From an optimization exercise on the open Yosys and OpenROAD flow, aimed at small area and a short achievable clock period; shortcuts taken in it are not production practice. In this exercise RTL edits were held to simulation tests only and were not proved equivalent to the original. Not every run is shown, and edits may drop behaviour that the tests do not exercise.

### flow/run.sh
#!/bin/bash
# synth_recipe.tcl (not shown) runs the flow's synth.tcl, then flattens the netlist and writes it again
# the make line also repeats each setting of config.mk as NAME=value (left out here)
make -C /OpenROAD-flow-scripts/flow DESIGN_CONFIG=/design/flow/config.mk WORK_HOME=/design/flow/orfs CLKGATE_MAP_FILE= SYNTH_SCRIPT=/design/flow/synth_recipe.tcl finish
### flow/config.mk
export PLATFORM = sky130hd
export DESIGN_NAME = multiplierTree
export DESIGN_NICKNAME = multiplierTree
export VERILOG_FILES = /design/flow/design.v
export SDC_FILE = /design/flow/constraint.sdc
export NUM_CORES = 4
export LEC_CHECK = 0
export CAP_MARGIN = 20
export CORE_MARGIN = 2
export CORE_UTILIZATION = 40
export SLEW_MARGIN = 20
### flow/constraint.sdc
create_clock -name core_clock -period 9.0 [get_ports {clk}]
set_input_delay 1.8000 -clock core_clock [delete_from_list [all_inputs] [get_ports {clk}]]
set_output_delay 1.8000 -clock core_clock [all_outputs]
set_load 0.01 [all_outputs]
### flow/design.v
module buffer #(parameter size = 8)(
    input clk,
    input rst,
    input en,
    input [size-1:0] D,
    output reg [size-1:0] Q
);
always @(posedge clk)
begin
    if (rst)
        Q <= 'b0;
    else if (en)
        Q <= D;
end
endmodule
module CSA (
    input [63:0] in1, 
	input [63:0] in2,
	input [63:0] in3,
	output [63:0] sum,
	output [63:0] c
);
assign sum = in1 ^ in2 ^ in3;
assign c[0] = 0;
assign c[63:1] = (in1&in2) | (in2&in3) | (in3&in1);
endmodule
module simple_Adder (
    input  [63:0] a,
    input  [63:0] b,
    input cin,
    output [63:0] S
);
    wire [64:0] sum;
    assign sum = a + b + cin;
    assign S = sum[63:0];
endmodule
module wallace (
    input [31:0] a,
    input [31:0] b,
    output [63:0] c
);
reg [63:0] p [32:0];
integer i;
always @(*)
begin
    for(i = 0; i < 32; i = i + 1)begin
        if (i == 31) begin
            p[i] = 0;
			p[i + 1] = 0;
            if(b[i] == 1) begin
			    p[i] = {{1{!a[31]}}, ~a, 31'b0} ;
			    p[i + 1] = 0;
			    p[i + 1][31] = 1'b1;
		    end
        end
        else begin
            if (b[i] == 1) begin
                p[i] = {{32{a[31]}}, a};  
                p[i] = p[i] << i;  
            end
            else p[i] = 0;
        end
    end
end
wire [63:0] s1 [9:0];
wire [63:0] c1 [9:0];
CSA A1_1 (p[0], p[1], p[2], s1[0], c1[0]);
CSA A1_2 (p[3], p[4], p[5], s1[1], c1[1]);
CSA A1_3 (p[6], p[7], p[8], s1[2], c1[2]);
CSA A1_4 (p[9], p[10], p[11], s1[3], c1[3]);
CSA A1_5 (p[12], p[13], p[14], s1[4], c1[4]);
CSA A1_6 (p[15], p[16], p[17], s1[5], c1[5]);
CSA A1_7 (p[18], p[19], p[20], s1[6], c1[6]);
CSA A1_8 (p[21], p[22], p[23], s1[7], c1[7]);
CSA A1_9 (p[24], p[25], p[26], s1[8], c1[8]);
CSA A1_10 (p[27], p[28], p[29], s1[9], c1[9]);
wire [63:0] s2 [6:0];
wire [63:0] c2 [6:0];
CSA A2_1 (s1[0], c1[0], s1[1], s2[0], c2[0]);
CSA A2_2 (c1[1], s1[2], c1[2], s2[1], c2[1]);
CSA A2_3 (s1[3], c1[3], s1[4], s2[2], c2[2]);
CSA A2_4 (c1[4], s1[5], c1[5], s2[3], c2[3]);
CSA A2_5 (s1[6], c1[6], s1[7], s2[4], c2[4]);
CSA A2_6 (c1[7], s1[8], c1[8], s2[5], c2[5]);
CSA A2_7 (s1[9], c1[9], p[30], s2[6], c2[6]);
wire [63:0] s3 [4:0];
wire [63:0] c3 [4:0];
CSA A3_1 (s2[0], c2[0], s2[1], s3[0], c3[0]);
CSA A3_2 (c2[1], s2[2], c2[2], s3[1], c3[1]);
CSA A3_3 (s2[3], c2[3], s2[4], s3[2], c3[2]);
CSA A3_4 (c2[4], s2[5], c2[5], s3[3], c3[3]);
CSA A3_5 (s2[6], c2[6], p[31], s3[4], c3[4]);
wire [63:0] s4 [2:0];
wire [63:0] c4 [2:0];
CSA A4_1 (s3[0], c3[0], s3[1], s4[0], c4[0]);
CSA A4_2 (c3[1], s3[2], c3[2], s4[1], c4[1]);
CSA A4_3 (s3[3], c3[3], s3[4], s4[2], c4[2]);
wire [63:0] s5 [1:0];
wire [63:0] c5 [1:0];
CSA A5_1 (s4[0], c4[0], s4[1], s5[0], c5[0]);
CSA A5_2 (c4[1], s4[2], c4[2], s5[1], c5[1]);
wire [63:0] s6;
wire [63:0] c6;
CSA A6 (s5[0], c5[0], s5[1], s6, c6);
wire [63:0] s7;
wire [63:0] c7;
CSA A7 (s6, c6, c5[1], s7, c7);
wire [63:0] s8;
wire [63:0] c8;
CSA A8 (s7, c7, c3[4], s8, c8);
wire [63:0] s9;
wire [63:0] c9;
CSA A9 (s8, c8, p[32], s9, c9);
simple_Adder RESULT (s9, c9, 1'b0, c);
endmodule
module multiplierTree (
    input clk,
    input rst,
    input en,
    input [31:0] a,
    input [31:0] b,
    output [63:0] c
);
wire [31:0] a_out;
wire [31:0] b_out;
wire [63:0] c_out;
buffer #(32) inRegA (clk, rst, en, a, a_out);
buffer #(32) inRegB (clk, rst, en, b, b_out);
wallace M64 (a_out, b_out, c_out);
buffer #(64) outReg (clk, rst, en, c_out, c);
endmodule
==> run_1/port_trees.png <==
Drawn at 2 px/um.
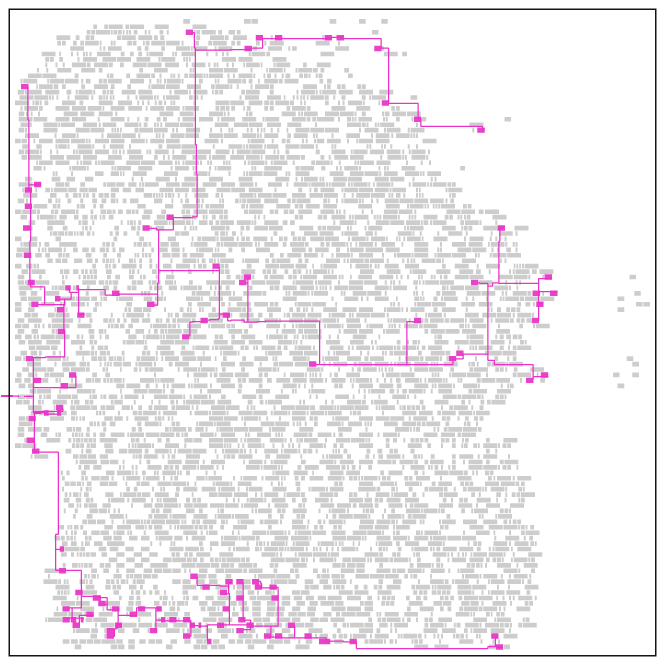
colour	port	direction	edge	end cells	buffers	wire
magenta	en	input	left	108	2	1780 um
port bufs: 130
Top-Level Pins: 131

==> run_1/m3.png <==
Drawn at 1 px/um.
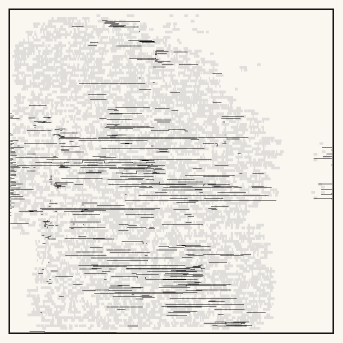
longest straight run	165 um
main direction	horizontal
share of all routed wire	6.9%
wire length on this layer	7620 um
nets with wire on the layer	337
grt met3 use: 0.0370
routed vias: 28100

==> run_1/ir_map.png <==
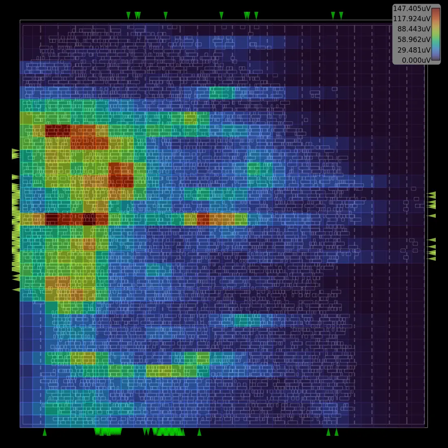

==> run_1/class_map.png <==
Drawn at 1.5 px/um.
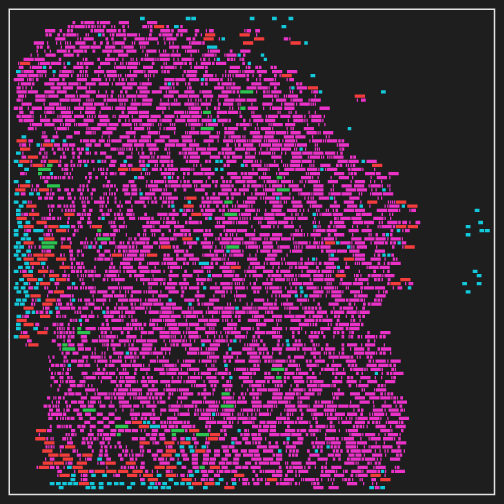
colour	class	cells
green	clock drivers and dummy loads	32
cyan	remaining buffers and delay cells	239
red	sequential cells	128
magenta	remaining logic cells	3948
Final Cell Area: 44100 um^2
Seq area share: 0.0581

run 1: flip-flops by register name, indices dropped and copies added (netlist names):
signal    flops
inRegA.Q     32
outReg.Q     64
inRegB.Q     32
run 1: worst paths after layout:
check,startpoint,to,slack [ps]
setup / recovery,inRegB.Q[4],outReg.Q[57],430
hold / removal,outReg.Q[43],outReg.Q[43],470
setup reg to reg,inRegB.Q[4],outReg.Q[57],430
hold reg to reg,outReg.Q[43],outReg.Q[43],470
run 1: logic make-up after synthesis:
| family | share of synthesized area |
|---|---|
| AO/OA/AOI/OAI | 0.0356 |
| XOR/XNOR | 0.0110 |
| adder cells (fa/ha/maj) | 0.580 |
| buffers and inverters | 0.117 |
| flip-flops | 0.0631 |
| multiplexers | 0.0232 |
| AND/OR/NAND/NOR | 0.170 |
run 1: layout make-up:
type	count	area (um^2)	area share
clock buffer	17	425	0.00964
tap	1357	1700	0.0385
sequential	128	2560	0.0581
clock inverter	15	190	0.00431
timing repair buffer	239	2180	0.0494
antenna	1	2.50	0.0000567
multi-input combinational	2943	33300	0.755
inverter	1005	3770	0.0855
run 1: cells in the final DEF (no fill, tap or decap), types with 4 or more instances in the layout:
master,Yosys,routed
a31oi_1,7,7
o21bai_1,12,12
nand2_1,415,415
a21o_1,18,18
fa_1,1050,1050
nor3_1,9,9
nand2b_1,35,35
nand3_1,15,15
nor2_1,133,132
a21oi_2,5,5
inv_8,0,6
o21a_1,6,6
clkbuf_16,0,17
a21oi_1,71,71
mux2i_1,94,94
o21ai_0,58,58
nand4_1,19,19
clkdlybuf4s50_1,0,128
nor2b_1,7,7
o211ai_1,6,6
buf_12,0,5
ha_1,203,203
xnor2_1,38,38
dfxtp_1,128,128
and2_1,657,657
a211oi_1,8,8
xor2_1,13,13
buf_4,1,105
inv_6,0,4
and3_1,8,8
inv_1,1005,1005
o21ai_1,4,4
run 1: metal layers:
layer | share of wire | vias up
li1 | - | 12500
met1 | 0.48 | 14700
met2 | 0.44 | 817
met3 | 0.069 | 60
met4 | 0.0090 | 0
met5 | 0 | -
run 1: metrics by stage:
step / instance area [um^2] / utilization / setup WS, ps / hold WS (ps)
floorplan: 40600 / - / 1150 / 470
global placement: 43500 / 0.434 / 355 / 449
detailed placement: 43500 / 0.434 / 426 / 445
CTS: 44100 / 0.440 / 345 / 473
global route: 44100 / 0.440 / 110 / 501
finish: 44100 / 0.440 / 429 / 471
run 1: critical path: cells and delay by family, from the launching register on:
family                   cells  cell delay [ps]
buffers and inverters        6              700
adder cells (fa/ha/maj)     10             5030
AO/OA/AOI/OAI                6             1270
AND/OR/NAND/NOR              2              370
XOR/XNOR                     1              240
flip-flops                   1              780
==> summary.txt, run 1 <==
Run status
  • Status: timing/DRC/antenna clean

Drt
  • Avg WL per Cell: 19.3 um
  • Initial detailed-routing violation count: 1873
  • WL final: between 100 and 150 mm
  • Vias/cell: just under 5
  • ANT nets after route: 0
  • DRC: 0
  • Drt first pass iters: 6

Die
  • Chip height: 323 um
  • Row count: 116
  • Die area: 104000 um^2
  • Width of the die: 323 um
  • Core ar.: 100000 um^2
  • Initial core utilization: 0.405

CTS
  • Clk slew on worst S/H paths: 110 ps
  • H-tree levels: 4
  • Clock tree from TritonCTS: done
  • Clock sinks: 128
  • Worst-Skew Late Latency: between 500 and 600 ps
  • CTS Buffer Depth: 2
  • # Post-CTS Setup Buffers: 0
  • CTS buffer count: 17
  • Post-CTS Hold Buffers: 0
  • Root Buffer: clkbuf_16
  • Post_cts resized: 0

Timing
  • Final hold viol count: 0
  • Worst slew margin: 0.268
  • Final setup fails: 0
  • Pin slew with the least headroom to its limit: 1100 ps
  • Fmax: 0.117 GHz
  • Final worst-path cycle share: 0.952
  • Setup_tns: 0 ps
  • Tmin final: 8570 ps
  • Clock Skew: 33.1 ps
  • Max Slew Vio Count: 0
  • RSZ-0062 raised after global routing: no

Setup path
  • Critical-path top delay cell: dfxtp_1
  • Worst Setup Path Type: register to register
  • Most frequent CP cell: fa_1
  • Crit end category: register
  • FF-to-FF path depth: 25
  • Arr. time, crit path: about 8900 ps
  • CP Launch Type: register
  • Critical Path Fanout Max: 13
  • Worst endpoint required time: 9370 ps
  • Max incr delay on CP: 780 ps

Logic synthesis
  • Number of synthesized flops with an enable pin: 0
  • Mean Syn Cell Area: 9.38 um^2
  • Synth Register Bits: 128
  • Synth unique cells: 71
  • Area leader, netlist: fa_1
  • Post-synth top cells: 1050 x fa_1, 1005 x inv_1, 657 x and2_1
  • Most common cell in the synthesized netlist: fa_1
  • Synth top area share: 0.518
  • Top_reg_cell synth: dfxtp_1
  • Mapped Cells: 4327
  • Yosys warnings: 5
  • Area contributors post-synth: fa_1 52%, and2_1 10%, inv_1 9.3%
  • Cell area after synthesis: between 40000 and 50000 um^2
  • Post-synth ARST share: 0
  • Seq/Total Area, Yosys: 0.0631

Cells and area
  • Fillers: 9795
  • Layout cells sized above 1: 0.0386
  • Area Overhead vs Synth: 8.70%
  • Nets: 5654
  • Post-Layout Cell Count: approximately 5700

Placed design
  • Inst Count DP: 5672
  • Post-DP HPWL: 92.6 mm
  • RePlAce Congestion: ~0.87

Job
  • Max-Cap Viols: 0

GRT
  • Gr usage total: 0.225
  • GRT overflow: 0
  • Vias in the first global route: 30100
  • GR Layer Usage met1: 0.348
  • Initial antenna violation count: 0
  • First-pass GRT wire length: 179 mm
  • Most used routing layer: met1
  • Largest net degree at the start of global routing: 56
  • M2 GR Usage: 0.336

Worst hold path
  • Hold-critical path depth: 2
  • Hold WC Path Type: register to register
--- run 2: outline of the changes from run 1 ---
flow/design.v: 131 -> 2669 lines; modules unchanged: 0
  booth_enc: new, 12 lines
  booth_sel: new, 10 lines
  booth_sel_n: new, 10 lines
  CSA: edited, 11 -> 10 lines
  HADD: new, 9 lines
  simple_Adder: edited, 10 -> 7 lines
  wallace: edited, 79 -> 2585 lines
  multiplierTree: edited, 16 -> 26 lines
  removed: buffer
==> module booth_enc as of run 2 <==
module booth_enc (
    input  b2,
    input  b1,
    input  b0,
    output one,
    output two,
    output neg
);
assign one = b1 ^ b0;
assign two = (b2 & ~b1 & ~b0) | (~b2 & b1 & b0);
assign neg = b2;
endmodule
==> module booth_sel as of run 2 <==
module booth_sel (
    input  one,
    input  two,
    input  neg,
    input  x1,
    input  x0,
    output pp
);
assign pp = ((one & x1) | (two & x0)) ^ neg;
endmodule
==> module multiplierTree as of run 2 <==
module multiplierTree (
    input clk,
    input rst,
    input en,
    input [31:0] a,
    input [31:0] b,
    output reg [63:0] c
);
reg [31:0] A;
reg [31:0] B;
wire [63:0] prod;
always @(posedge clk)
begin
    if (rst) begin
        A <= 32'b0;
        B <= 32'b0;
        c <= 64'b0;
    end
    else if (en) begin
        A <= a;
        B <= b;
        c <= prod;
    end
end
wallace M64 (A, B, prod);
endmodule
==> module HADD as of run 2 <==
module HADD (
    input  x,
    input  y,
    output sum,
    output c
);
assign sum = x ^ y;
assign c = x & y;
endmodule
==> module booth_sel_n as of run 2 <==
module booth_sel_n (
    input  one,
    input  two,
    input  neg,
    input  x1,
    input  x0,
    output pp
);
assign pp = ~(((one & x1) | (two & x0)) ^ neg);
endmodule
==> module CSA as of run 2 <==
module CSA (
    input  x,
    input  y,
    input  z,
    output sum,
    output c
);
assign sum = x ^ y ^ z;
assign c = (x & y) | (y & z) | (z & x);
endmodule
==> module simple_Adder as of run 2 <==
module simple_Adder (
    input  [63:0] a,
    input  [63:0] b,
    output [63:0] S
);
assign S = a + b;
endmodule
--- a/flow/config.mk
+++ b/flow/config.mk
@@ -10,2 +10,3 @@
 export CORE_UTILIZATION = 40
 export SLEW_MARGIN = 20
+export SYNTH_HIERARCHICAL = 1
==> run_2/ir_map.png <==
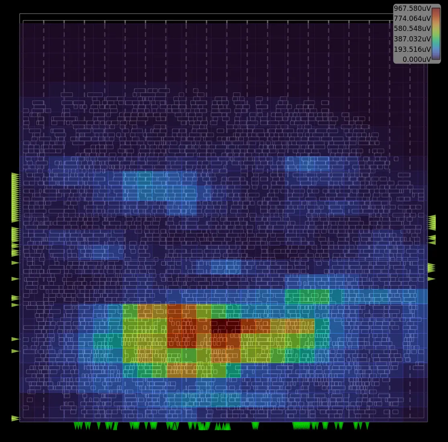

==> run_2/m3.png <==
Drawn at 1.5 px/um.
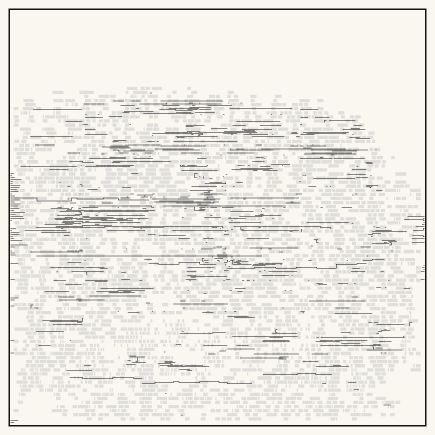
nets with wire on the layer	338
longest straight run	150 um
share of all routed wire	6.0%

==> summary.txt, run 2 <==
Timing
  • Max Slew Vio Count: 0 (unchanged)
  • Hold WS: 491 ps (+19.5 ps)
  • Fmax: 0.122 GHz (+4.9%)
  • RSZ-0062 raised after global routing: no
  • Tmin final: 8170 ps (-403 ps)
  • Pin slew with the least headroom to its limit: 1120 ps (+24.3 ps)
  • Worst slew margin: 0.253 (-0.0152)
  • Clock Skew: 19.2 ps (-13.9 ps)
  • Setup_tns: 0 ps (unchanged)
  • Final worst-path cycle share: 0.908 (-0.0448)
  • Final setup fails: 0 (unchanged)
  • Final hold viol count: 0 (unchanged)

Drt
  • Routed vias: 23300 (-17%)
  • Initial detailed-routing violation count: 1759 (-6.1%)
  • Vias/cell: 6.04 (+23%)
  • Drt first pass iters: 6 (unchanged)
  • Avg WL per Cell: 26.5 um (+38%)
  • ANT nets after route: 0 (unchanged)
  • WL final: 102 mm (-7.2%)
  • DRC: 0 (unchanged)

Setup path
  • CP Launch Type: register
  • Critical Path Fanout Max: 30 (+17)
  • Arr. time, crit path: 8570 ps (-370 ps)
  • Worst reg-to-reg setup slack: 830 ps (+400 ps)
  • FF-to-FF path depth: 23 (-8.0%)
  • R2r startpoint: B[3]
  • Crit end category: register
  • Worst reg2reg endpoint: c[49]
  • Worst Setup Path Type: register to register
  • Worst endpoint required time: 9400 ps (+30 ps)

Die
  • Chip height: 277 um (-14%)
  • Die area: 76500 um^2 (-26%)
  • Core ar.: 73200 um^2 (-27%)
  • Width of the die: 277 um (-14%)
  • Row count: 99 (-15%)
  • Top-Level Pins: 131 (unchanged)
  • Initial core utilization: 0.406 (+0.00133)

Cells and area
  • Nets: 3486 (-38%)
  • Fillers: 6761 (-31%)
  • Seq. cell area: 2620 um^2 (+2.3%)
  • Post-Layout Cell Count: 3847 (-33%)
  • Reg with most FFs: c
  • Flip-flop count of the largest register after layout: 64 (unchanged)
  • Largest registers: c: 64 flops, A: 32 flops, B: 32 flops
  • Area Overhead vs Synth: 13.5%
  • Multi-input logic area: 26800 um^2 (-19%)
  • Most frequent cells in the layout: 549 x xnor2_1, 528 x a22oi_2, 421 x fa_1
  • Most common cell after layout, fill and taps aside: xnor2_1
  • Layout cells sized above 1: 0.272 (+0.234)

CTS
  • Worst-Skew Late Latency: 480 ps (-40 ps)
  • H-tree levels: 4 (unchanged)
  • Post_cts resized: 0 (unchanged)
  • Clk slew on worst S/H paths: 70 ps (-40 ps)
  • Clock sinks: 128 (unchanged)
  • Root Buffer: clkbuf_16
  • # Post-CTS Setup Buffers: 0 (unchanged)
  • Post-CTS Hold Buffers: 0 (unchanged)
  • CTS buffer count: 17 (unchanged)
  • Clock tree from TritonCTS: done

Placed design
  • Inst Count DP: 3814 (-33%)
  • Post-DP HPWL: 78.2 mm (-16%)
  • Port bufs: 130 (unchanged)
  • RePlAce Congestion: 0.933 (+7.1%)

Logic synthesis
  • Cell area after synthesis: 29700 um^2 (-27%)
  • Post-synth ARST share: 0 (unchanged)
  • Number of synthesized flops with an enable pin: 0 (unchanged)
  • Synth unique cells: 72 (+1.4%)
  • Area leader, netlist: fa_1
  • Synth Register Bits: 128 (unchanged)
  • Most common cell in the synthesized netlist: xnor2_1
  • Post-synth top cells: 549 x xnor2_1, 528 x a22oi_2, 421 x fa_1
  • Mapped Cells: 2649 (-39%)
  • Mean Syn Cell Area: 11.2 um^2 (+20%)
  • Top_reg_cell synth: dfxtp_1
  • Area contributors post-synth: fa_1 28%, a22oi_2 22%, xnor2_1 16%
  • Seq/Total Area, Yosys: 0.0862 (+0.0231)
  • Yosys warnings: 7 (+2)
  • Synth top area share: 0.284 (-0.234)

Worst hold path
  • Hold-critical path depth: 2 (unchanged)
  • Hold Startpoint: c[58]
  • Hold Path End: c[58]
  • Hold WC Path Type: register to register

GRT
  • Gr usage total: 0.266 (+0.0412)
  • GRT overflow: 0 (unchanged)
  • Initial antenna violation count: 0 (unchanged)
  • First-pass GRT wire length: 156 mm (-13%)
  • Vias in the first global route: 24800 (-18%)

Run status
  • Status: timing/DRC/antenna clean

Job
  • Max-Cap Viols: 0 (unchanged)
==> run_2/port_trees.png <==
Drawn at 2 px/um.
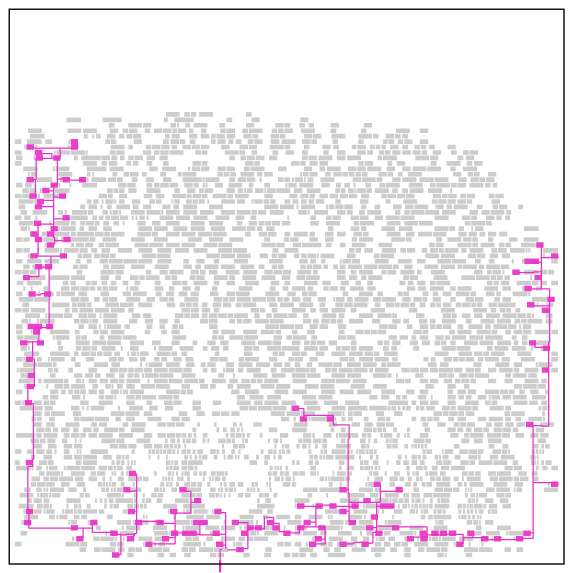
colour	port	direction	edge	end cells	buffers	wire
magenta	en	input	bottom	128	2	1300 um

==> run 2: cell count changes after synthesis, moves of 34 or more <==
cell | before | now
a22oi_2 | 0 | 528
nor2_1 | 133 | 167
inv_1 | 1005 | 78
xnor2_1 | 38 | 549
and2_1 | 657 | 3
o21ai_0 | 58 | 23
clkbuf_1 | 228 | 15
ha_1 | 203 | 123
xor2_1 | 13 | 55
nand2_1 | 415 | 68
mux2i_1 | 94 | 128
fa_1 | 1050 | 421
==> run 2: cell families after synthesis <==
logic type	share of synthesized area
other	0.000253
and+or+nand+nor	0.0519
AOI/OAI and AO/OA	0.277
xor gates and xnor gates	0.178
DFF	0.0862
adders and majority gates	0.335
muxes	0.0431
buffers and inverters	0.0285
==> run 2: worst max-delay path, stage by stage, from the launching register on <==
cell	delay, ps
dfxtp_2	530
buf_4	510
xor2_4	730
buf_4	290
a22oi_2	90
xnor2_1	200
fa_1	640
fa_1	460
fa_1	450
fa_1	480
fa_1	680
ha_1	270
ha_1	410
nand2_2	120
nor2_2	230
nand3_1	250
a311oi_1	550
o31ai_2	170
a21boi_2	300
a21boi_2	130
o21ai_1	170
xor2_1	190
mux2i_1	100
nor2_1	110
==> run 2: metal layers <==
layer / track usage / up-vias / part of all wire
met5: 0 / - / 0
met4: 0.149 / 0 / 0.059
met3: 0.0384 / 273 / 0.060
met2: 0.447 / 1012 / 0.49
met1: 0.328 / 12000 / 0.39
li1: - / 9985 / -
==> run 2: worst max-delay path by stage <==
| stage | cells past startpoint | startpoint | slack, ps | to |
|---|---|---|---|---|
| after floorplan | 22 | B[19] | 640 | c[60] |
| after global placement | 23 | B[3] | 1030 | c[49] |
| after detailed placement | 23 | B[7] | 960 | c[49] |
| after CTS | 23 | B[7] | 930 | c[49] |
| after global routing | 23 | B[3] | 590 | c[49] |
| final | 23 | B[3] | 830 | c[49] |
==> run 2: per-stage QoR <==
stage	utilization	worst slack, ps	cell area, um^2
floorplan	-	644	29800
global placement	0.453	1030	33200
detailed placement	0.453	964	33200
CTS	0.461	933	33700
global route	0.461	586	33700
finish	0.461	832	33700
==> run 2: Yosys stat by module, one instance, submodules excluded <==
module          area (um^2)  cells inside
booth_sel_n            21.3             2
booth_sel              21.3             2
multiplierTree         4650           412
wallace                 448            82
simple_Adder           3820           555
CSA                    20.0             1
booth_enc              38.8             5
HADD                   12.5             1
==> run 2: area by class of cell <==
cell class / instances / area share
Clock buffer: 17 / 0.0126
Clock inverter: 15 / 0.00408
Inverter: 78 / 0.00868
Multi-Input combinational cell: 2400 / 0.795
Sequential cell: 128 / 0.0777
Tap cell: 959 / 0.0356
Timing Repair Buffer: 250 / 0.0666

port drivers added, routing unchanged:
No port has a modelled driver above. Below, the same layouts with a new extraction and two added sets of constraints.
Step 1 sets driving cells, clkbuf_16 on the clock port and buf_2 on the other inputs (assumed; they add their load-dependent delay and slew).
Step 2 also shifts input and output timing later by t, the mid clock arrival at the registers, as if the neighbouring blocks saw the same clock.
a / b / c = no drivers / after step 1 / after step 2; a / b = the first two.
| run | shift t [ns] | setup WS [ns] | worst setup path at the end | clock arrival spread, ns |
|---|---|---|---|---|
| run 1 | 0.575 | 0.429 / 0.429 / 0.429 | register to register | 0.033 / 0.033 |
| run 2 | 0.532 | 0.832 / 0.832 / 0.832 | register to register | 0.020 / 0.020 |
After both steps setup and hold are still met in every run listed.
